Source: an optimization exercise on an open RTL-to-GDS flow (aim: small area). Production flows keep margins and buffers that such runs may drop. In this exercise RTL edits were held to simulation tests only and were not proved equivalent to the original. Not every run is shown, and edits may drop behaviour that the tests do not exercise. Power is estimated from default activity; no workload was simulated.

## design/flow/design.v

```verilog
module SEG7( 
                    SEG,
                    IN
                    );
    input [3:0] IN;	
    output reg [6:0] SEG;
	always @(*) begin
        case (IN)
			4'b0000: SEG = 7'b1000000;  
			4'b0001: SEG = 7'b1111001;  
			4'b0010: SEG = 7'b0100100;  
			4'b0011: SEG = 7'b0110000;  
			4'b0100: SEG = 7'b0011001;  
			4'b0101: SEG = 7'b0010010;  
			4'b0110: SEG = 7'b0000010;  
			4'b0111: SEG = 7'b1111000;  
			4'b1000: SEG = 7'b0000000;  
			4'b1001: SEG = 7'b0010000;  
			4'b1010: SEG = 7'b0001000;  
			4'b1011: SEG = 7'b0000011;  
			4'b1100: SEG = 7'b1000110;  
			4'b1101: SEG = 7'b0100001;  
			4'b1110: SEG = 7'b0000110;  
			4'b1111: SEG = 7'b0001110;  
			default: SEG = 7'b1111111;  
        endcase
	end
endmodule
module TIME_SET(
    SSEC0, SSEC1, SMIN0, SMIN1, SHOUR0, SHOUR1, SDAY0, SDAY1,
    CLK, RSTN, SET, KEY3, KEY2, KEY1
);
   input CLK, RSTN, SET, KEY3, KEY2, KEY1; 
   output reg [3:0] SSEC0, SSEC1, SMIN0, SMIN1, SHOUR0, SHOUR1, SDAY0, SDAY1;
   reg [3:0] N_SSEC0, N_SSEC1, N_SMIN0, N_SMIN1, N_SHOUR0, N_SHOUR1, N_SDAY0, N_SDAY1;
   reg [2:0] KEY_CNT;
   reg [24:0] CLK_CNT;
   reg CLK_1;
   wire CLK_1_RISE;
	reg KEY3_SYNC0, KEY3_SYNC1, KEY2_SYNC0, KEY2_SYNC1, KEY1_SYNC0, KEY1_SYNC1;
	wire KEY3_STABLE, KEY2_STABLE, KEY1_STABLE;
   reg KEY3_PRESSED, KEY2_PRESSED, KEY1_PRESSED;
   always @(posedge CLK, negedge RSTN) begin
		if (!RSTN) begin
			CLK_CNT <= 25'd1;
         CLK_1 <= 1;
      end 
		else begin
            if (CLK_CNT == 25'd25) begin
                CLK_CNT <= 25'd1;
                CLK_1 <= ~CLK_1;  
            end 
			else CLK_CNT <= CLK_CNT + 1'b1;
        end
    end
    always @(posedge CLK, negedge RSTN) begin
        if (!RSTN) begin
            KEY3_SYNC0 <= 1'b0;
            KEY3_SYNC1 <= 1'b0;			
            KEY2_SYNC0 <= 1'b0;
            KEY2_SYNC1 <= 1'b0;
            KEY1_SYNC0 <= 1'b0;
            KEY1_SYNC1 <= 1'b0;
        end 
		else begin
            KEY3_SYNC0 <= KEY3;  
            KEY3_SYNC1 <= KEY3_SYNC0;			
            KEY2_SYNC0 <= KEY2;
            KEY2_SYNC1 <= KEY2_SYNC0;
            KEY1_SYNC0 <= KEY1;
            KEY1_SYNC1 <= KEY1_SYNC0;
        end
    end
    assign KEY3_STABLE = KEY3_SYNC1;
    assign KEY2_STABLE = KEY2_SYNC1;
    assign KEY1_STABLE = KEY1_SYNC1;
    assign CLK_1_RISE = (CLK_CNT == 25'd25) && !CLK_1;
    always @(posedge CLK, negedge RSTN) begin
        if (!RSTN) begin
            SSEC0 <= 0; SSEC1 <= 0;
            SMIN0 <= 0; SMIN1 <= 0;
            SHOUR0 <= 0; SHOUR1 <= 0;
            SDAY0 <= 1; SDAY1 <= 0;
            KEY_CNT <= 0;
            KEY3_PRESSED <= 0;
            KEY2_PRESSED <= 0;
            KEY1_PRESSED <= 0;
        end
		else if (!CLK_1_RISE) begin
		end
		else if (SET) begin
            if (KEY3_STABLE && !KEY3_PRESSED) begin
                if (KEY_CNT == 4) KEY_CNT <= 1;
                else KEY_CNT <= KEY_CNT + 1;
                KEY3_PRESSED <= 1;
            end 
				else if (!KEY3_STABLE) KEY3_PRESSED <= 0;
            else KEY3_PRESSED <= KEY3_PRESSED;
            case (KEY_CNT)
                1: begin  
                    if (KEY2_STABLE && !KEY2_PRESSED) begin
                        if ((SDAY1 == 3) && (SDAY0 == 1)) begin
                            SDAY1 <= 0;
                            SDAY0 <= 1;
                        end 
						else if (SDAY0 == 9) begin
                            SDAY1 <= SDAY1 + 1;
                            SDAY0 <= 0;
                        end 
						else begin
                            SDAY0 <= SDAY0 + 1;
                        end
                        KEY2_PRESSED <= 1;
                    end 
					else if (!KEY2_STABLE) begin
                        KEY2_PRESSED <= 0;
                    end 
					else begin
                        KEY2_PRESSED <= KEY2_PRESSED;
                    end
                    if (KEY1_STABLE && !KEY1_PRESSED) begin
                        if ((SDAY1 == 0) && (SDAY0 == 1)) begin
                            SDAY1 <= 3;
                            SDAY0 <= 1;
                        end 
						else if (SDAY0 == 0) begin
                            SDAY1 <= SDAY1 - 1;
                            SDAY0 <= 9;
                        end 
						else begin
                            SDAY0 <= SDAY0 - 1;
                        end
                        KEY1_PRESSED <= 1;
                    end 
					else if (!KEY1_STABLE) begin
                        KEY1_PRESSED <= 0;
                    end 
					else begin
                        KEY1_PRESSED <= KEY1_PRESSED;
                    end
                end
                2: begin  
                    if (KEY2_STABLE && !KEY2_PRESSED) begin
                        if ((SHOUR1 == 2) && (SHOUR0 == 3)) begin
                            SHOUR1 <= 0;
                            SHOUR0 <= 0;
                        end 
						else if (SHOUR0 == 9) begin
                            SHOUR1 <= SHOUR1 + 1;
                            SHOUR0 <= 0;
                        end 
						else begin
                            SHOUR0 <= SHOUR0 + 1;
                        end
                        KEY2_PRESSED <= 1;
                    end 
					else if (!KEY2_STABLE) begin
                        KEY2_PRESSED <= 0;
                    end 
					else begin
                        KEY2_PRESSED <= KEY2_PRESSED;
                    end
                    if (KEY1_STABLE && !KEY1_PRESSED) begin
                        if ((SHOUR1 == 0) && (SHOUR0 == 0)) begin
                            SHOUR1 <= 2;
                            SHOUR0 <= 3;
                        end 
						else if (SHOUR0 == 0) begin
                            SHOUR1 <= SHOUR1 - 1;
                            SHOUR0 <= 9;
                        end 
						else begin
                            SHOUR0 <= SHOUR0 - 1;
                        end
                        KEY1_PRESSED <= 1;
                    end 
					else if (!KEY1_STABLE) begin
                        KEY1_PRESSED <= 0;
                    end 
					else begin
                        KEY1_PRESSED <= KEY1_PRESSED;
                    end
                end
                3: begin  
                    if (KEY2_STABLE && !KEY2_PRESSED) begin
                        if ((SMIN1 == 5) && (SMIN0 == 9)) begin
                            SMIN1 <= 0;
                            SMIN0 <= 0;
                        end else if (SMIN0 == 9) begin
                            SMIN1 <= SMIN1 + 1;
                            SMIN0 <= 0;
                        end else begin
                            SMIN0 <= SMIN0 + 1;
                        end
                        KEY2_PRESSED <= 1;
                    end 
					else if (!KEY2_STABLE) begin
                        KEY2_PRESSED <= 0;
                    end 
					else begin
                        KEY2_PRESSED <= KEY2_PRESSED;
                    end
                    if (KEY1_STABLE && !KEY1_PRESSED) begin
                        if ((SMIN1 == 0) && (SMIN0 == 0)) begin
                            SMIN1 <= 5;
                            SMIN0 <= 9;
                        end 
						else if (SMIN0 == 0) begin
                            SMIN1 <= SMIN1 - 1;
                            SMIN0 <= 9;
                        end 
						else begin
                            SMIN0 <= SMIN0 - 1;
                        end
                        KEY1_PRESSED <= 1;
                    end 
					else if (!KEY1_STABLE) begin
                        KEY1_PRESSED <= 0;
                    end 
					else begin
                        KEY1_PRESSED <= KEY1_PRESSED;
                    end
                end
                4: begin  
                    if (KEY2_STABLE && !KEY2_PRESSED) begin
                        if ((SSEC1 == 5) && (SSEC0 == 9)) begin
                            SSEC1 <= 0;
                            SSEC0 <= 0;
                        end 
						else if (SSEC0 == 9) begin
                            SSEC1 <= SSEC1 + 1;
                            SSEC0 <= 0;
                        end 
						else begin
                            SSEC0 <= SSEC0 + 1;
                        end
                        KEY2_PRESSED <= 1;
                    end 
					else if (!KEY2_STABLE) begin
                        KEY2_PRESSED <= 0;
                    end 
					else begin
                        KEY2_PRESSED <= KEY2_PRESSED;
                    end
                    if (KEY1_STABLE && !KEY1_PRESSED) begin
                        if ((SSEC1 == 0) && (SSEC0 == 0)) begin
                            SSEC1 <= 5;
                            SSEC0 <= 9;
                        end 
						else if (SSEC0 == 0) begin
                            SSEC1 <= SSEC1 - 1;
                            SSEC0 <= 9;
                        end 
						else begin
                            SSEC0 <= SSEC0 - 1;
                        end
                        KEY1_PRESSED <= 1;
                    end 
					else if (!KEY1_STABLE) begin
                        KEY1_PRESSED <= 0;
                    end 
					else begin
                        KEY1_PRESSED <= KEY1_PRESSED;
                    end
                end
                default: begin
                    KEY2_PRESSED <= 0;	
                    KEY1_PRESSED <= 0;
							SSEC0 <= 0; SSEC1 <= 0;
							SMIN0 <= 0; SMIN1 <= 0;
							SHOUR0 <= 0; SHOUR1 <= 0;
							SDAY0 <= 2; SDAY1 <= 0;					  
                end
            endcase
        end 
		else begin
            SSEC0 <= 0; SSEC1 <= 0;
            SMIN0 <= 0; SMIN1 <= 0;
            SHOUR0 <= 0; SHOUR1 <= 0;
            SDAY0 <= 1; SDAY1 <= 0;
            KEY_CNT <= 0;
            KEY3_PRESSED <= 0;
            KEY2_PRESSED <= 0;
            KEY1_PRESSED <= 0;
        end
    end
endmodule
module DIGITALCLOCK( 
                    SEG0, SEG1, SEG2, SEG3, SEG4, SEG5, SEG6, SEG7,
                    CLK, RSTN, SET, KEY3, KEY2, KEY1
                    );
   input CLK, RSTN, SET, KEY3, KEY2, KEY1;
   output [6:0] SEG0, SEG1, SEG2, SEG3, SEG4, SEG5, SEG6, SEG7;
   reg [3:0] SEC0, SEC1, MIN0, MIN1, HOUR0, HOUR1, DAY0, DAY1;
   reg [3:0] NEXT_SEC0, NEXT_SEC1, NEXT_MIN0, NEXT_MIN1, NEXT_HOUR0, NEXT_HOUR1, NEXT_DAY0, NEXT_DAY1;
   reg [24:0]  CNT, NEXT_CNT;
	reg MODE, NEXT_MODE;
	wire [3:0] SSEC0, SSEC1, SMIN0, SMIN1, SHOUR0, SHOUR1, SDAY0, SDAY1;
	wire [3:0] OUT0, OUT1, OUT2, OUT3, OUT4, OUT5, OUT6, OUT7;
	TIME_SET TS (
      .SSEC0(SSEC0),
      .SSEC1(SSEC1),
      .SMIN0(SMIN0),
      .SMIN1(SMIN1),
      .SHOUR0(SHOUR0),
      .SHOUR1(SHOUR1),
      .SDAY0(SDAY0),
      .SDAY1(SDAY1),
      .CLK(CLK),
      .SET(SET),
      .RSTN(RSTN),
		.KEY3(KEY3),
	   .KEY2(KEY2),
		.KEY1(KEY1)
    );
    always @(posedge CLK, negedge RSTN) begin
		if(!RSTN) begin
			SEC0<=0; SEC1<=0;
			MIN0<=0; MIN1<=0;
			HOUR0<=0; HOUR1<=0;
			DAY0<=1; DAY1<=0;
			CNT<=1;
			MODE<=0;
		end
		else begin
			SEC0<=NEXT_SEC0; SEC1<=NEXT_SEC1;
			MIN0<=NEXT_MIN0; MIN1<=NEXT_MIN1;
			HOUR0<=NEXT_HOUR0; HOUR1<=NEXT_HOUR1;
			DAY0<=NEXT_DAY0; DAY1<=NEXT_DAY1;
			CNT<=NEXT_CNT;
			MODE<=NEXT_MODE;
		end
    end
	always @(*) begin
		NEXT_CNT=(CNT==25'd2500)? 25'd1:25'd1+CNT;
		if (CNT==25'd2500) begin
			if (SET==1) begin
				NEXT_MODE=1;
				NEXT_SEC0=SSEC0;
				NEXT_SEC1=SSEC1;
				NEXT_MIN0=SMIN0;
				NEXT_MIN1=SMIN1;
				NEXT_HOUR0=SHOUR0;
				NEXT_HOUR1=SHOUR1;
				NEXT_DAY0=SDAY0;
				NEXT_DAY1=SDAY1;
			end
			else begin
				NEXT_MODE=0;
				if ((SEC1==5)&&(SEC0==9)) begin
					if ((MIN1==5)&&(MIN0==9)) begin
						if((HOUR1==2)&&(HOUR0==3)) begin
							if((DAY1==3)&&(DAY0==1)) begin
								NEXT_DAY1=0;
								NEXT_DAY0=1;
								NEXT_HOUR1=0;
								NEXT_HOUR0=0;
								NEXT_MIN1=0;
								NEXT_MIN0=0;
								NEXT_SEC1=0;
								NEXT_SEC0=0;
							end
							else begin
								NEXT_HOUR1=0;
								NEXT_HOUR0=0;
								NEXT_MIN1=0;
								NEXT_MIN0=0;
								NEXT_SEC1=0;
								NEXT_SEC0=0;
								if(DAY0==9) begin
									NEXT_DAY1=DAY1+1;
									NEXT_DAY0=0;
								end
								else begin
									NEXT_DAY1=DAY1;
									NEXT_DAY0=DAY0+1;
								end
							end
						end
						else begin
							NEXT_DAY1=DAY1;
							NEXT_DAY0=DAY0;
							NEXT_MIN1=0;
							NEXT_MIN0=0;
							NEXT_SEC1=0;
							NEXT_SEC0=0;
							if(HOUR0==9) begin
								NEXT_HOUR1=HOUR1+1;
								NEXT_HOUR0=0;
							end
							else begin
								NEXT_HOUR1=HOUR1;
								NEXT_HOUR0=HOUR0+1;
							end
						end
					end
					else begin
						NEXT_DAY1=DAY1;
						NEXT_DAY0=DAY0;
						NEXT_HOUR1=HOUR1;
						NEXT_HOUR0=HOUR0;
						NEXT_SEC1=0;
						NEXT_SEC0=0;
						if(MIN0==9) begin
							NEXT_MIN1=MIN1+1;
							NEXT_MIN0=0;
						end
						else begin
							NEXT_MIN1=MIN1;
							NEXT_MIN0=MIN0+1;
						end
					end
				end
				else begin
					NEXT_DAY1=DAY1;
					NEXT_DAY0=DAY0;
					NEXT_HOUR1=HOUR1;
					NEXT_HOUR0=HOUR0;			
					NEXT_MIN1=MIN1;
					NEXT_MIN0=MIN0;
					if(SEC0==9) begin
						NEXT_SEC1=SEC1+1;
						NEXT_SEC0=0;
					end
					else begin
						NEXT_SEC1=SEC1;
						NEXT_SEC0=SEC0+1;
					end
				end
			end
		end
		else begin
			NEXT_SEC0=SEC0;
			NEXT_SEC1=SEC1;
			NEXT_MIN0=MIN0;
			NEXT_MIN1=MIN1;
			NEXT_HOUR0=HOUR0;
			NEXT_HOUR1=HOUR1;
			NEXT_DAY0=DAY0;
			NEXT_DAY1=DAY1;
			NEXT_MODE=MODE;
		end
	end
	assign OUT0 = (MODE)? SSEC0:SEC0;
	assign OUT1 = (MODE)? SSEC1:SEC1;
	assign OUT2 = (MODE)? SMIN0:MIN0;
	assign OUT3 = (MODE)? SMIN1:MIN1;
	assign OUT4 = (MODE)? SHOUR0:HOUR0;
	assign OUT5 = (MODE)? SHOUR1:HOUR1;
	assign OUT6 = (MODE)? SDAY0:DAY0;
	assign OUT7 = (MODE)? SDAY1:DAY1;
	SEG7 SEG_0(
		.IN(OUT0),
		.SEG(SEG0)
	);
	SEG7 SEG_1(
		.IN(OUT1),
		.SEG(SEG1)
	);
	SEG7 SEG_2(
		.IN(OUT2),
		.SEG(SEG2)
	);
	SEG7 SEG_3(
		.IN(OUT3),
		.SEG(SEG3)
	);
	SEG7 SEG_4(
		.IN(OUT4),
		.SEG(SEG4)
	);
	SEG7 SEG_5(
		.IN(OUT5),
		.SEG(SEG5)
	);
	SEG7 SEG_6(
		.IN(OUT6),
		.SEG(SEG6)
	);
	SEG7 SEG_7(
		.IN(OUT7),
		.SEG(SEG7)
	);
endmodule
```

## design/flow/run.sh

```bash
#!/bin/bash
# synth_recipe.tcl (not shown) runs the flow's synth.tcl, then flattens the netlist and writes it again
# the make line also repeats each setting of config.mk as NAME=value (left out here)
make -C /OpenROAD-flow-scripts/flow DESIGN_CONFIG=/design/flow/config.mk WORK_HOME=/design/flow/orfs CLKGATE_MAP_FILE= SYNTH_SCRIPT=/design/flow/synth_recipe.tcl finish
```

## design/flow/config.mk

```make
export PLATFORM = sky130hd
export DESIGN_NAME = DIGITALCLOCK
export DESIGN_NICKNAME = DIGITALCLOCK
export VERILOG_FILES = /design/flow/design.v
export SDC_FILE = /design/flow/constraint.sdc
export NUM_CORES = 4
export LEC_CHECK = 0
export CAP_MARGIN = 20
export CORE_MARGIN = 2
export CORE_UTILIZATION = 40
export SLEW_MARGIN = 20
```

## design/flow/constraint.sdc

```tcl
create_clock -name core_clock -period 20.0 [get_ports {CLK}]
set_input_delay 4.0000 -clock core_clock [delete_from_list [all_inputs] [get_ports {CLK}]]
set_output_delay 4.0000 -clock core_clock [all_outputs]
set_load 0.01 [all_outputs]
```

==> results.txt, run 1 <==
Worst-Skew Late Latency = 0.43 ns
Number of distinct library cells after synthesis = 80
Initial antenna violation count = 0
Fill count = 2,489
First-pass GRT wire length = 41,200 um
Biggest cell delay along the critical path = 0.56 ns
Leakage = 5.01 nW
Hold-fix buffers, CTS = 0
Critical path's top delay family = buffers and inverters
Post-cts resize count = 0
Synthesized flop and latch total = 128
Yosys warns = 3
Post-CTS setup repair buffer count = 0
Ports = 62
Nets@finish = 1,363
Top cell type's share of synthesized area = 29.5%
H-tree Lvls = 4
Layout area overhead = 14.0%
# setup viols final = 0
# clock sinks = 128
Post-synth EDFFs = 0
Critical path launch point type = flip-flop
Clock Pin Slew Worst Setup and Hold Paths = 0.06 ns
Slew Limit Fails = 0
CP Class = reg -> out
Fmax = 137 MHz
Combinational share of power = 4.6%
Layout cell share with drive strength beyond 1 = 7.11%
Slew headroom = 38.1%
FF/Latch Area = 3210 um2
Async set-reset flop share out of synthesis = 100%
Setup_tns = 0 ns
Largest net degree at the start of global routing = 76
Sw power = 0.150 mW
Outcome = timing/DRC/antenna clean
DRC = 0
Worst vdd ir = 43.5 uV
Number of port buffers = 61
Vias per std cell = 5.59
Clock power frac = 53.0%
Fin crit period = 7.31 ns
Dpl ws = 13.15 ns
Unrepaired setup endpoints after global routing = false
Area of the mapped netlist = 10,400 um2
Synthesized Nets = 1,333
Worst path slowest cell = buf_4
Cell area power density = 51.9 nW/um2
Die Area = 27,400 um2
CTS tree = done
Internal power = 0.468 mW
CTS Buf Count = 17
PnR Total Power = 0.618 mW
Worst setup EP type = output port
Synth area leader = dfrtp_1
Vias in the first global route = 8,408
Final WS setup = 12.69 ns
Worst EP arrival = 3.31 ns
Initial Utilization = 40.4%
## run 1: path summary, 6_finish.rpt
kind | from | end | slack, ns | cells past startpoint
worst min-delay path | TS.KEY3_SYNC0 | TS.KEY3_SYNC1 | 0.36 | 0
min in group asynchronous | RSTN | MIN1[0] | 3.55 | 1
worst min register to register | TS.KEY3_SYNC0 | TS.KEY3_SYNC1 | 0.36 | 0
worst max register to register | TS.CLK_CNT[2] | TS.SSEC0[2] | 17.09 | 5
worst max-delay path | MODE | SEG6[2] | 12.69 | 7
max in group asynchronous | RSTN | MODE | 15.09 | 2
## run 1: layout make-up
type / instances / area share [%]
Clock buffer: 18 / 3.61
Tap cell: 335 / 3.52
Timing Repair Buffer: 66 / 5.41
Multi-Input combinational cell: 968 / 56.7
Inverter: 72 / 2.27
Sequential cell: 128 / 27.0
Clock inverter: 14 / 1.50
## run 1: registers in the layout, summed over array words and instances (netlist names), 3 cells and up
signal / cells
CNT: 25
DAY0: 4
DAY1: 4
HOUR0: 4
HOUR1: 4
MIN0: 4
MIN1: 4
SEC0: 4
SEC1: 4
TS.CLK_CNT: 25
TS.KEY_CNT: 3
TS.SDAY0: 4
TS.SDAY1: 4
TS.SHOUR0: 4
TS.SHOUR1: 4
TS.SMIN0: 4
TS.SMIN1: 4
TS.SSEC0: 4
TS.SSEC1: 4
## run 1: worst register-to-register path, delay by kind of cell, from the launching register on
| kind | cells | cell delay, ns |
|---|---|---|
| flops | 1 | 0.44 |
| mux | 1 | 0.38 |
| simple gates | 4 | 1.96 |
## run 1: power groups by stage
| stage | registers [mW] | clock network [mW] | logic, mW |
|---|---|---|---|
| 3_3_place_gp | 0.266 | 0 | 0.0286 |
| 4_1_cts | 0.262 | 0.333 | 0.0288 |
| 3_5_place_dp | 0.266 | 0 | 0.0287 |
| 2_1_floorplan | 0.266 | 0 | 0.0162 |
| 5_1_grt | 0.262 | 0.344 | 0.0321 |
| 6_report | 0.262 | 0.327 | 0.0285 |
## run 1: logic make-up after synthesis
kind of cell / count (synthesis) / synth area share, %
xor gates and xnor gates: 45 / 3.77
muxes: 72 / 7.90
buffers and inverters: 127 / 4.63
DFF: 128 / 30.7
and+or+nand+nor: 446 / 21.9
adders and majority gates: 104 / 12.5
AOI/OAI and AO/OA: 301 / 18.6
## run 1: cell usage after synthesis (all sizes together) (8+ instances only)
cell and n:
o31ai 22, o22ai 26, clkbuf 44, a22oi 11, nor2b 16, nand2 120
and2 17, nor3 36, ha 104, and3 14, nand2b 8, a32o 8
nand4 20, nand3b 10, buf 11, mux2i 37, a21oi 58, xor2 8
or2 11, a211oi 17, o21ai 82, inv 72, nor2 100, a21o 8
xnor2 37, nor4 12, mux2 30, nand3 41, dfrtp 123, a31oi 13
## run 1: per-stage QoR
stage | cell area (um2) | hold WS [ns] | std cells
after floorplan | 10400 | 0.331 | 1223
after global placement | 11300 | 0.353 | 1569
after detailed placement | 11300 | 0.346 | 1569
after CTS | 11900 | 0.360 | 1601
after global routing | 11900 | 0.370 | 1601
final | 11900 | 0.360 | 1601
## run 1: layer usage
metal	vias up	GRT usage, %	wire, um
met5	-	0	0
met4	0	5.29	422
met3	24	3.00	858
met2	142	30.7	11500
met1	4311	24.8	11900
li1	4472	-	-
## run 1: cell usage in the layout, fill, tap and decap left out, types with 35 or more instances in the layout
master / instances
clkdlybuf4s50_1: 59
nor2_1: 100
a21oi_1: 58
inv_1: 72
o21ai_0: 73
mux2i_1: 37
nand3_1: 41
nand2_1: 120
ha_1: 104
xnor2_1: 37
nor3_1: 35
dfrtp_1: 122
Run 1, metal 1:
Scale bar: 50 um.
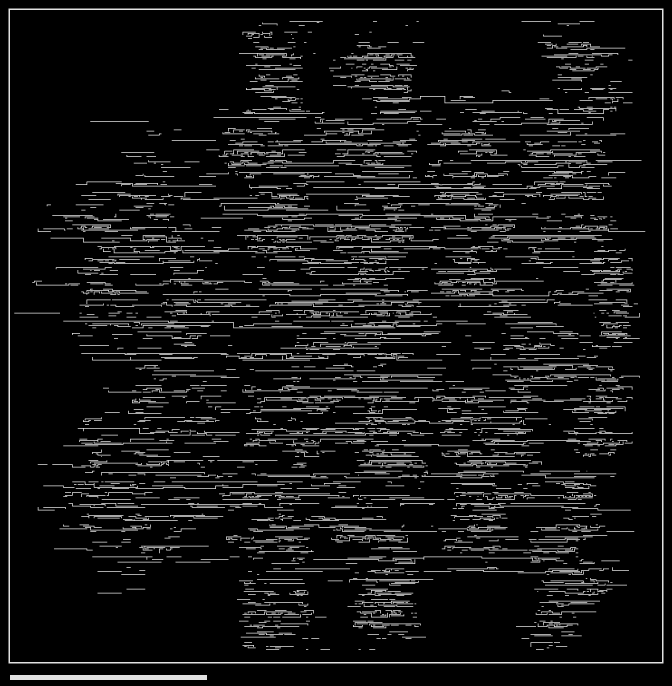
The longest straight run is 40.9 um. The layer carries 11,900 um of wire.

Run 1, met2 routing:
Scale bar: 50 um. Cells faint in the background.
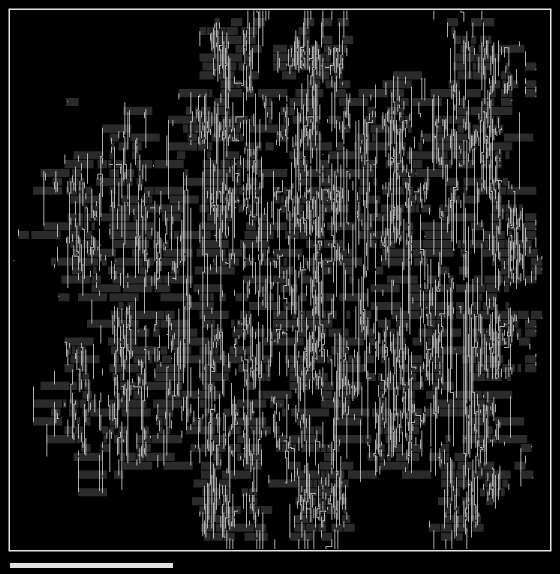
1,055 nets have wire on it. The wires run mostly vertical. The longest straight run is 71.1 um. The layer carries 11,500 um of wire.
GR Util met2: 30.7%
Vias: 8,949
final WL: 24,600 um

Run 1, metal 3:
Cells faint in the background.
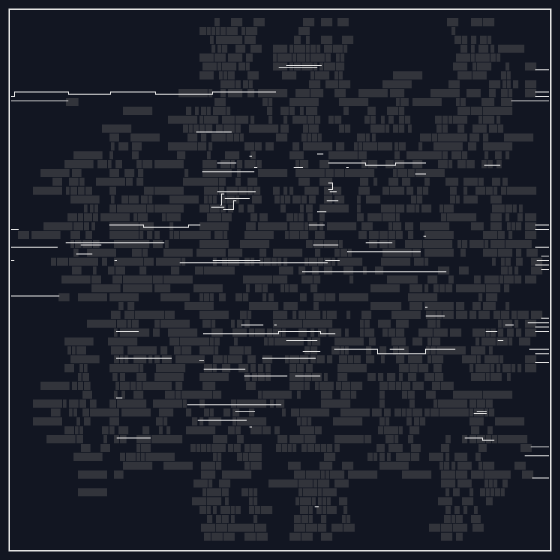
The layer holds 3.5% of the routed length. The wires run mostly horizontal. The layer carries 859 um of wire. The longest straight run is 45.1 um. 69 nets have wire on it.
grt met3 use: 3.00%

Run 1, the metal 4 layer:
Cells faint in the background.
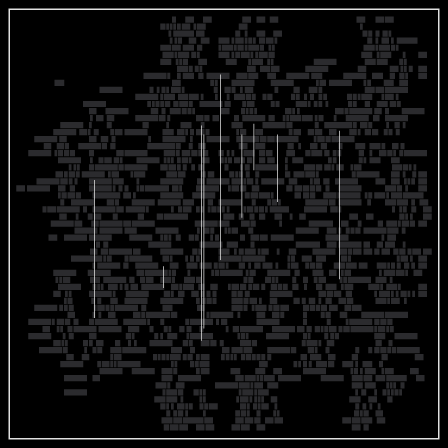
The longest straight run is 83.0 um. The layer holds 1.7% of the routed length.

--- run 2 (changed files replaced; the others as in run 1) ---
==> design/flow/design.v <==
module SEG7( 
                    SEG,
                    IN
                    );
    input [3:0] IN;	
    output reg [6:0] SEG;
	always @(*) begin
        case (IN)
			4'b0000: SEG = 7'b1000000;  
			4'b0001: SEG = 7'b1111001;  
			4'b0010: SEG = 7'b0100100;  
			4'b0011: SEG = 7'b0110000;  
			4'b0100: SEG = 7'b0011001;  
			4'b0101: SEG = 7'b0010010;  
			4'b0110: SEG = 7'b0000010;  
			4'b0111: SEG = 7'b1111000;  
			4'b1000: SEG = 7'b0000000;  
			4'b1001: SEG = 7'b0010000;  
			4'b1010: SEG = 7'b0001000;  
			4'b1011: SEG = 7'b0000011;  
			4'b1100: SEG = 7'b1000110;  
			4'b1101: SEG = 7'b0100001;  
			4'b1110: SEG = 7'b0000110;  
			4'b1111: SEG = 7'b0001110;  
			default: SEG = 7'b1111111;  
        endcase
	end
endmodule
module TIME_SET(
    SSEC0, SSEC1, SMIN0, SMIN1, SHOUR0, SHOUR1, SDAY0, SDAY1,
    CLK, RSTN, SET, KEY3, KEY2, KEY1, TICK, CAP
);
   input CLK, RSTN, SET, KEY3, KEY2, KEY1, TICK, CAP;
   output reg [3:0] SSEC0, SMIN0, SHOUR0, SHOUR1, SDAY0, SDAY1;
   output reg [2:0] SSEC1, SMIN1;
   reg KEY3_S, KEY2_S, KEY1_S;
   reg KEY3_PRESSED, KEY2_PRESSED, KEY1_PRESSED;
   reg KEY_ACT;
   reg [1:0] KEY_FLD;
   always @(posedge CLK) begin
      if (CAP) begin
         KEY3_S <= KEY3;
         KEY2_S <= KEY2;
         KEY1_S <= KEY1;
      end
   end
   wire up = KEY2_S & !KEY2_PRESSED;
   wire dn = KEY1_S & !KEY1_PRESSED;
   always @(posedge CLK, negedge RSTN) begin
      if (!RSTN) begin
         KEY_ACT <= 0;
         KEY_FLD <= 0;
         KEY3_PRESSED <= 0;
      end
      else if (TICK) begin
         KEY3_PRESSED <= SET & KEY3_S;
         if (!SET) begin
            KEY_ACT <= 0;
            KEY_FLD <= 0;
         end
         else if (KEY3_S && !KEY3_PRESSED) begin
            KEY_ACT <= 1;
            KEY_FLD <= KEY_ACT ? KEY_FLD + 2'd1 : 2'd0;
         end
      end
   end
   always @(posedge CLK) begin
      if (TICK) begin
         KEY2_PRESSED <= SET & KEY_ACT & KEY2_S;
         KEY1_PRESSED <= SET & KEY_ACT & KEY1_S;
         if (!SET || !KEY_ACT) begin
            SSEC0 <= 0; SSEC1 <= 0;
            SMIN0 <= 0; SMIN1 <= 0;
            SHOUR0 <= 0; SHOUR1 <= 0;
            SDAY0 <= SET ? 4'd2 : 4'd1; SDAY1 <= 0;
         end
         else begin
            case (KEY_FLD)
              2'd0: begin  
                 if (up) begin
                    if ((SDAY1 == 3) && (SDAY0 == 1)) begin
                       SDAY1 <= 0; SDAY0 <= 1;
                    end
                    else if (SDAY0[3] & SDAY0[0]) begin
                       SDAY1 <= SDAY1 + 4'd1; SDAY0 <= 0;
                    end
                    else SDAY0 <= SDAY0 + 4'd1;
                 end
                 if (dn) begin
                    if ((SDAY1 == 0) && (SDAY0 == 1)) begin
                       SDAY1 <= 3; SDAY0 <= 1;
                    end
                    else if (SDAY0 == 0) begin
                       SDAY1 <= SDAY1 - 4'd1; SDAY0 <= 9;
                    end
                    else SDAY0 <= SDAY0 - 4'd1;
                 end
              end
              2'd1: begin  
                 if (up) begin
                    if ((SHOUR1 == 2) && !SHOUR0[2] && SHOUR0[1] && SHOUR0[0]) begin
                       SHOUR1 <= 0; SHOUR0 <= 0;
                    end
                    else if (SHOUR0[3] & SHOUR0[0]) begin
                       SHOUR1 <= SHOUR1 + 4'd1; SHOUR0 <= 0;
                    end
                    else SHOUR0 <= SHOUR0 + 4'd1;
                 end
                 if (dn) begin
                    if ((SHOUR1 == 0) && (SHOUR0 == 0)) begin
                       SHOUR1 <= 2; SHOUR0 <= 3;
                    end
                    else if (SHOUR0 == 0) begin
                       SHOUR1 <= SHOUR1 - 4'd1; SHOUR0 <= 9;
                    end
                    else SHOUR0 <= SHOUR0 - 4'd1;
                 end
              end
              2'd2: begin  
                 if (up) begin
                    if (SMIN1[2] && SMIN1[0] && SMIN0[3] && SMIN0[0]) begin
                       SMIN1 <= 0; SMIN0 <= 0;
                    end
                    else if (SMIN0[3] & SMIN0[0]) begin
                       SMIN1 <= SMIN1 + 3'd1; SMIN0 <= 0;
                    end
                    else SMIN0 <= SMIN0 + 4'd1;
                 end
                 if (dn) begin
                    if ((SMIN1 == 0) && (SMIN0 == 0)) begin
                       SMIN1 <= 5; SMIN0 <= 9;
                    end
                    else if (SMIN0 == 0) begin
                       SMIN1 <= SMIN1 - 3'd1; SMIN0 <= 9;
                    end
                    else SMIN0 <= SMIN0 - 4'd1;
                 end
              end
              default: begin  
                 if (up) begin
                    if (SSEC1[2] && SSEC1[0] && SSEC0[3] && SSEC0[0]) begin
                       SSEC1 <= 0; SSEC0 <= 0;
                    end
                    else if (SSEC0[3] & SSEC0[0]) begin
                       SSEC1 <= SSEC1 + 3'd1; SSEC0 <= 0;
                    end
                    else SSEC0 <= SSEC0 + 4'd1;
                 end
                 if (dn) begin
                    if ((SSEC1 == 0) && (SSEC0 == 0)) begin
                       SSEC1 <= 5; SSEC0 <= 9;
                    end
                    else if (SSEC0 == 0) begin
                       SSEC1 <= SSEC1 - 3'd1; SSEC0 <= 9;
                    end
                    else SSEC0 <= SSEC0 - 4'd1;
                 end
              end
            endcase
         end
      end
   end
endmodule
module DIGITALCLOCK( 
                    SEG0, SEG1, SEG2, SEG3, SEG4, SEG5, SEG6, SEG7,
                    CLK, RSTN, SET, KEY3, KEY2, KEY1
                    );
   input CLK, RSTN, SET, KEY3, KEY2, KEY1;
   output [6:0] SEG0, SEG1, SEG2, SEG3, SEG4, SEG5, SEG6, SEG7;
   reg [3:0] SEC0, MIN0, HOUR0, HOUR1, DAY0, DAY1;
   reg [2:0] SEC1, MIN1;
   reg       MODE;
   reg [5:0] LO, HI;
   wire [3:0] SSEC0, SMIN0, SHOUR0, SHOUR1, SDAY0, SDAY1;
   wire [2:0] SSEC1, SMIN1;
   wire lo_end  = LO[5] & LO[4] & LO[0];                    
   wire lo_cap  = LO[5] & LO[3] & LO[2] & LO[1] & LO[0];    
   wire hi_end  = HI[5] & HI[4] & HI[0];                    
   wire sec_tick = lo_end & hi_end;
   TIME_SET TS (
      .SSEC0(SSEC0), .SSEC1(SSEC1), .SMIN0(SMIN0), .SMIN1(SMIN1),
      .SHOUR0(SHOUR0), .SHOUR1(SHOUR1), .SDAY0(SDAY0), .SDAY1(SDAY1),
      .CLK(CLK), .RSTN(RSTN), .SET(SET), .KEY3(KEY3), .KEY2(KEY2), .KEY1(KEY1),
      .TICK(lo_end), .CAP(lo_cap)
   );
   wire s0_9 = SEC0[3] & SEC0[0];
   wire s1_5 = SEC1[2] & SEC1[0];
   wire m0_9 = MIN0[3] & MIN0[0];
   wire m1_5 = MIN1[2] & MIN1[0];
   wire h0_9 = HOUR0[3] & HOUR0[0];
   wire sec_wrap = s0_9 & s1_5;
   wire min_wrap = m0_9 & m1_5;
   wire hour_wrap = (HOUR1 == 4'd2) & ~HOUR0[2] & HOUR0[1] & HOUR0[0];
   wire day_wrap = (DAY1 == 4'd3) & (DAY0 == 4'd1);
   wire d0_9 = DAY0[3] & DAY0[0];
   always @(posedge CLK, negedge RSTN) begin
      if (!RSTN) begin
         LO <= 6'd0;
         HI <= 6'd0;
      end
      else if (lo_end) begin
         LO <= 6'd0;
         HI <= hi_end ? 6'd0 : HI + 6'd1;
      end
      else
         LO <= LO + 6'd1;
   end
   always @(posedge CLK, negedge RSTN) begin
      if (!RSTN) begin
         SEC0 <= 0; SEC1 <= 0;
         MIN0 <= 0; MIN1 <= 0;
         HOUR0 <= 0; HOUR1 <= 0;
         DAY0 <= 1; DAY1 <= 0;
         MODE <= 0;
      end
      else if (sec_tick) begin
         MODE <= SET;
         if (SET) begin
            SEC0 <= SSEC0; SEC1 <= SSEC1;
            MIN0 <= SMIN0; MIN1 <= SMIN1;
            HOUR0 <= SHOUR0; HOUR1 <= SHOUR1;
            DAY0 <= SDAY0; DAY1 <= SDAY1;
         end
         else begin
            SEC0 <= s0_9 ? 4'd0 : SEC0 + 4'd1;
            if (s0_9) SEC1 <= s1_5 ? 3'd0 : SEC1 + 3'd1;
            if (sec_wrap) begin
               MIN0 <= m0_9 ? 4'd0 : MIN0 + 4'd1;
               if (m0_9) MIN1 <= m1_5 ? 3'd0 : MIN1 + 3'd1;
               if (min_wrap) begin
                  if (hour_wrap) begin
                     HOUR0 <= 0; HOUR1 <= 0;
                     if (day_wrap) begin
                        DAY0 <= 1; DAY1 <= 0;
                     end
                     else if (d0_9) begin
                        DAY0 <= 0; DAY1 <= DAY1 + 4'd1;
                     end
                     else
                        DAY0 <= DAY0 + 4'd1;
                  end
                  else if (h0_9) begin
                     HOUR0 <= 0; HOUR1 <= HOUR1 + 4'd1;
                  end
                  else
                     HOUR0 <= HOUR0 + 4'd1;
               end
            end
         end
      end
   end
   wire [3:0] OUT0 = MODE ? SSEC0  : SEC0;
   wire [2:0] OUT1 = MODE ? SSEC1  : SEC1;
   wire [3:0] OUT2 = MODE ? SMIN0  : MIN0;
   wire [2:0] OUT3 = MODE ? SMIN1  : MIN1;
   wire [3:0] OUT4 = MODE ? SHOUR0 : HOUR0;
   wire [3:0] OUT5 = MODE ? SHOUR1 : HOUR1;
   wire [3:0] OUT6 = MODE ? SDAY0  : DAY0;
   wire [3:0] OUT7 = MODE ? SDAY1  : DAY1;
   SEG7 SEG_0(.IN(OUT0), .SEG(SEG0));
   SEG7 SEG_1(.IN({1'b0, OUT1}), .SEG(SEG1));
   SEG7 SEG_2(.IN(OUT2), .SEG(SEG2));
   SEG7 SEG_3(.IN({1'b0, OUT3}), .SEG(SEG3));
   SEG7 SEG_4(.IN(OUT4), .SEG(SEG4));
   SEG7 SEG_5(.IN(OUT5), .SEG(SEG5));
   SEG7 SEG_6(.IN(OUT6), .SEG(SEG6));
   SEG7 SEG_7(.IN(OUT7), .SEG(SEG7));
endmodule
==> results.txt, run 2 <==
Synthesized Nets = 954 (-28%)
Final WS setup = 12.63 ns (-0.0573 ns)
Initial antenna violation count = 0 (unchanged)
Number of port buffers = 61 (unchanged)
# setup viols final = 0 (unchanged)
Post-CTS setup repair buffer count = 0 (unchanged)
Largest family of logic cells by synthesized area = compound AO/OA/AOI/OAI gates
Grt met3 use = 2.00% (-0.99 points)
Dpl ws = 13.00 ns (-0.151 ns)
R2R cell count = 4 (-1)
Most common cell after layout, fill and taps aside = ha_1
Most frequent cells in the layout = ha_1, nand2_1, nor2_1
First-pass GRT wire length = 29,800 um (-28%)
Clock Pin Slew Worst Setup and Hold Paths = 0.07 ns (about the same)
Area of the mapped netlist = 7480 um2 (-28%)
H-tree Lvls = 3 (-1)
Worst vdd ir = 49.9 uV (+15%)
CTS tree = done
Clock power frac = 48.8% (-4.2 points)
XOR/XNOR Fraction of Synth Area = 0.937% (-2.8 points)
Top cell type's share of synthesized area = 15.4% (-14 points)
DRC = 0 (unchanged)
Layout area overhead = 14.2%
Initial Utilization = 40.4% (about the same)
Slew Limit Fails = 0 (unchanged)
# clock sinks = 82 (-36%)
Layout cell share with drive strength beyond 1 = 7.12% (+0.010 points)
Worst-Skew Late Latency = 0.35 ns (-0.08 ns)
Async set-reset flop share out of synthesis = 57.3% (-43 points)
Post-cts resize count = 0 (unchanged)
Outcome = timing/DRC/antenna clean
Synth area leader = dfrtp_1
Leakage = 3.71 nW (-26%)
## run 2: kinds of logic after synthesis
| logic type | count (synthesis) |
|---|---|
| and+or+nand+nor | 301 |
| AOI/OAI and AO/OA | 224 |
| buffers and inverters | 103 |
| adders and majority gates | 85 |
| DFF | 82 |
| muxes | 60 |
| xor gates and xnor gates | 8 |
## run 2: power by group through the flow
stage / Clock [mW] / Combinational, mW / Sequential, mW
floorplan: 0 / 0.0108 / 0.182
global placement: 0 / 0.0171 / 0.183
detailed placement: 0 / 0.0172 / 0.183
finish: 0.188 / 0.0171 / 0.180
CTS: 0.190 / 0.0173 / 0.180
global route: 0.197 / 0.0191 / 0.180
## run 2: final cells by class
cell class,instances,area [um2]
multi-input combinational,678,4840
clock inverter,4,73.8
sequential,82,2230
timing repair buffer,66,638
clock buffer,12,258
fill,1810,9980
tap,234,293
inverter,57,214
## run 2: metrics by stage
step                cells  area [um2]  hold WS [ns]  power, mW
CTS                  1133        8540         0.462      0.387
detailed placement   1117        8210         0.447      0.200
finish               1133        8540         0.459      0.385
floorplan             863        7480         0.430      0.193
global placement     1117        8210         0.440      0.200
global route         1133        8540         0.512      0.396
## run 2: worst paths after layout
| kind | endpoint | start | slack (ns) |
|---|---|---|---|
| max in group asynchronous | MODE | RSTN | 15.73 |
| worst min register to register | TS.KEY3_PRESSED | TS.KEY3_PRESSED | 0.46 |
| worst max register to register | HOUR1[0] | HI[0] | 17.29 |
| worst max-delay path | SEG2[5] | MODE | 12.63 |
| worst min-delay path | TS.KEY3_PRESSED | TS.KEY3_PRESSED | 0.46 |
| min in group asynchronous | HI[3] | RSTN | 3.76 |
## run 2: critical path: stages (launching register included)
cell	delay, ns
dfrtp_2	1.06
mux2i_1	0.67
inv_1	0.18
ha_1	0.26
nand2_1	0.10
o21ai_0	0.09
a22o_1	0.18
clkdlybuf4s50_1	0.47
## run 2: per-layer routing
| metal | vias up | share of wire, % | routed length, um |
|---|---|---|---|
| met5 | - | 0 | 0 |
| met1 | 3100 | 50 | 9150 |
| met3 | 17 | 3.6 | 648 |
| met2 | 134 | 45 | 8180 |
| met4 | 0 | 1.2 | 213 |
| li1 | 3243 | - | - |
Run 2, met2 routing:
Scale bar: 50 um. Cells faint in the background.
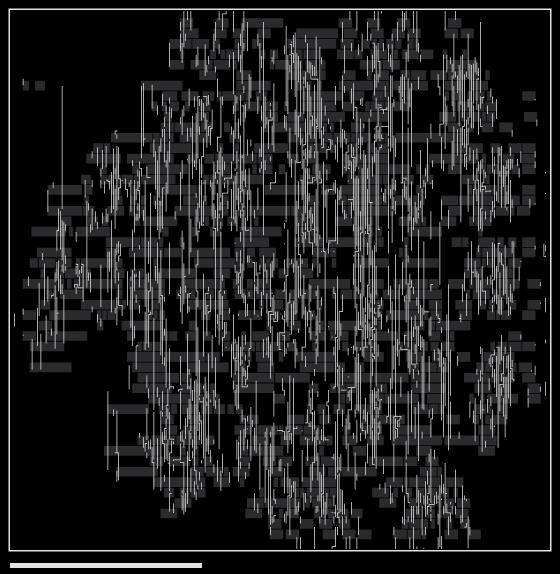
The wires run mostly vertical. 770 nets have wire on it.
GR Util met2: 29.6%
Vias: 6,494
final WL: 18,200 um

Run 2, the metal 4 layer:
Cells faint in the background.
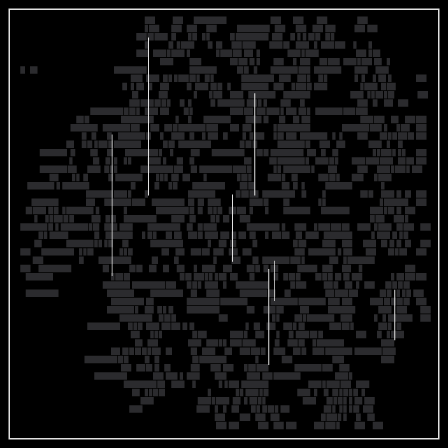
The layer holds 1.2% of the routed length. The wires run mostly vertical. The longest straight run is 51.7 um.

Run 2, track usage over the die:
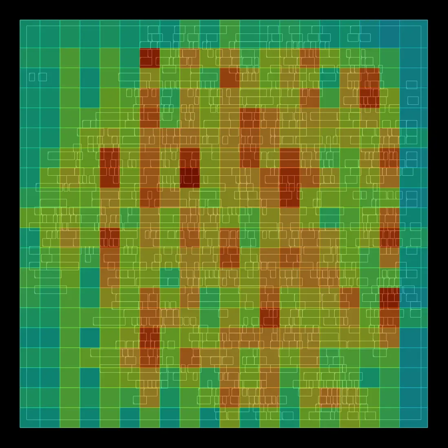
Final Util: 46.1%
gr usage total: 18.2%
WL/cell: 16.1 um
global routing's busiest layer: met2

[afterwards: timing with drivers on the ports]
No port has a modelled driver above. Below, the same layouts with a new extraction and two added sets of constraints. Step 1 assumes that a clkbuf_16 drives the clock port and a buf_2 every other input. Step 2 moves the port delays by t, midway between the first and last clock arrival at a register: inputs arrive t later, outputs are due t later. That takes back most of the time a late clock gives input paths. Slacks: no drivers / after step 1 / after step 2; pairs: no drivers / after step 1.
run | shift t [ns] | setup slack, ns | worst setup path after step 2 | slew at the worst register clock pin (ns) | worst data-port slew with drivers (ns)
run 1 | 0.474 | 12.686 / 12.639 / 13.113 | register to output | 0.07 / 0.07 | 0.04
run 2 | 0.385 | 12.629 / 12.589 / 12.974 | register to output | 0.07 / 0.07 | 0.04
After both steps setup and hold are still met in every run listed.
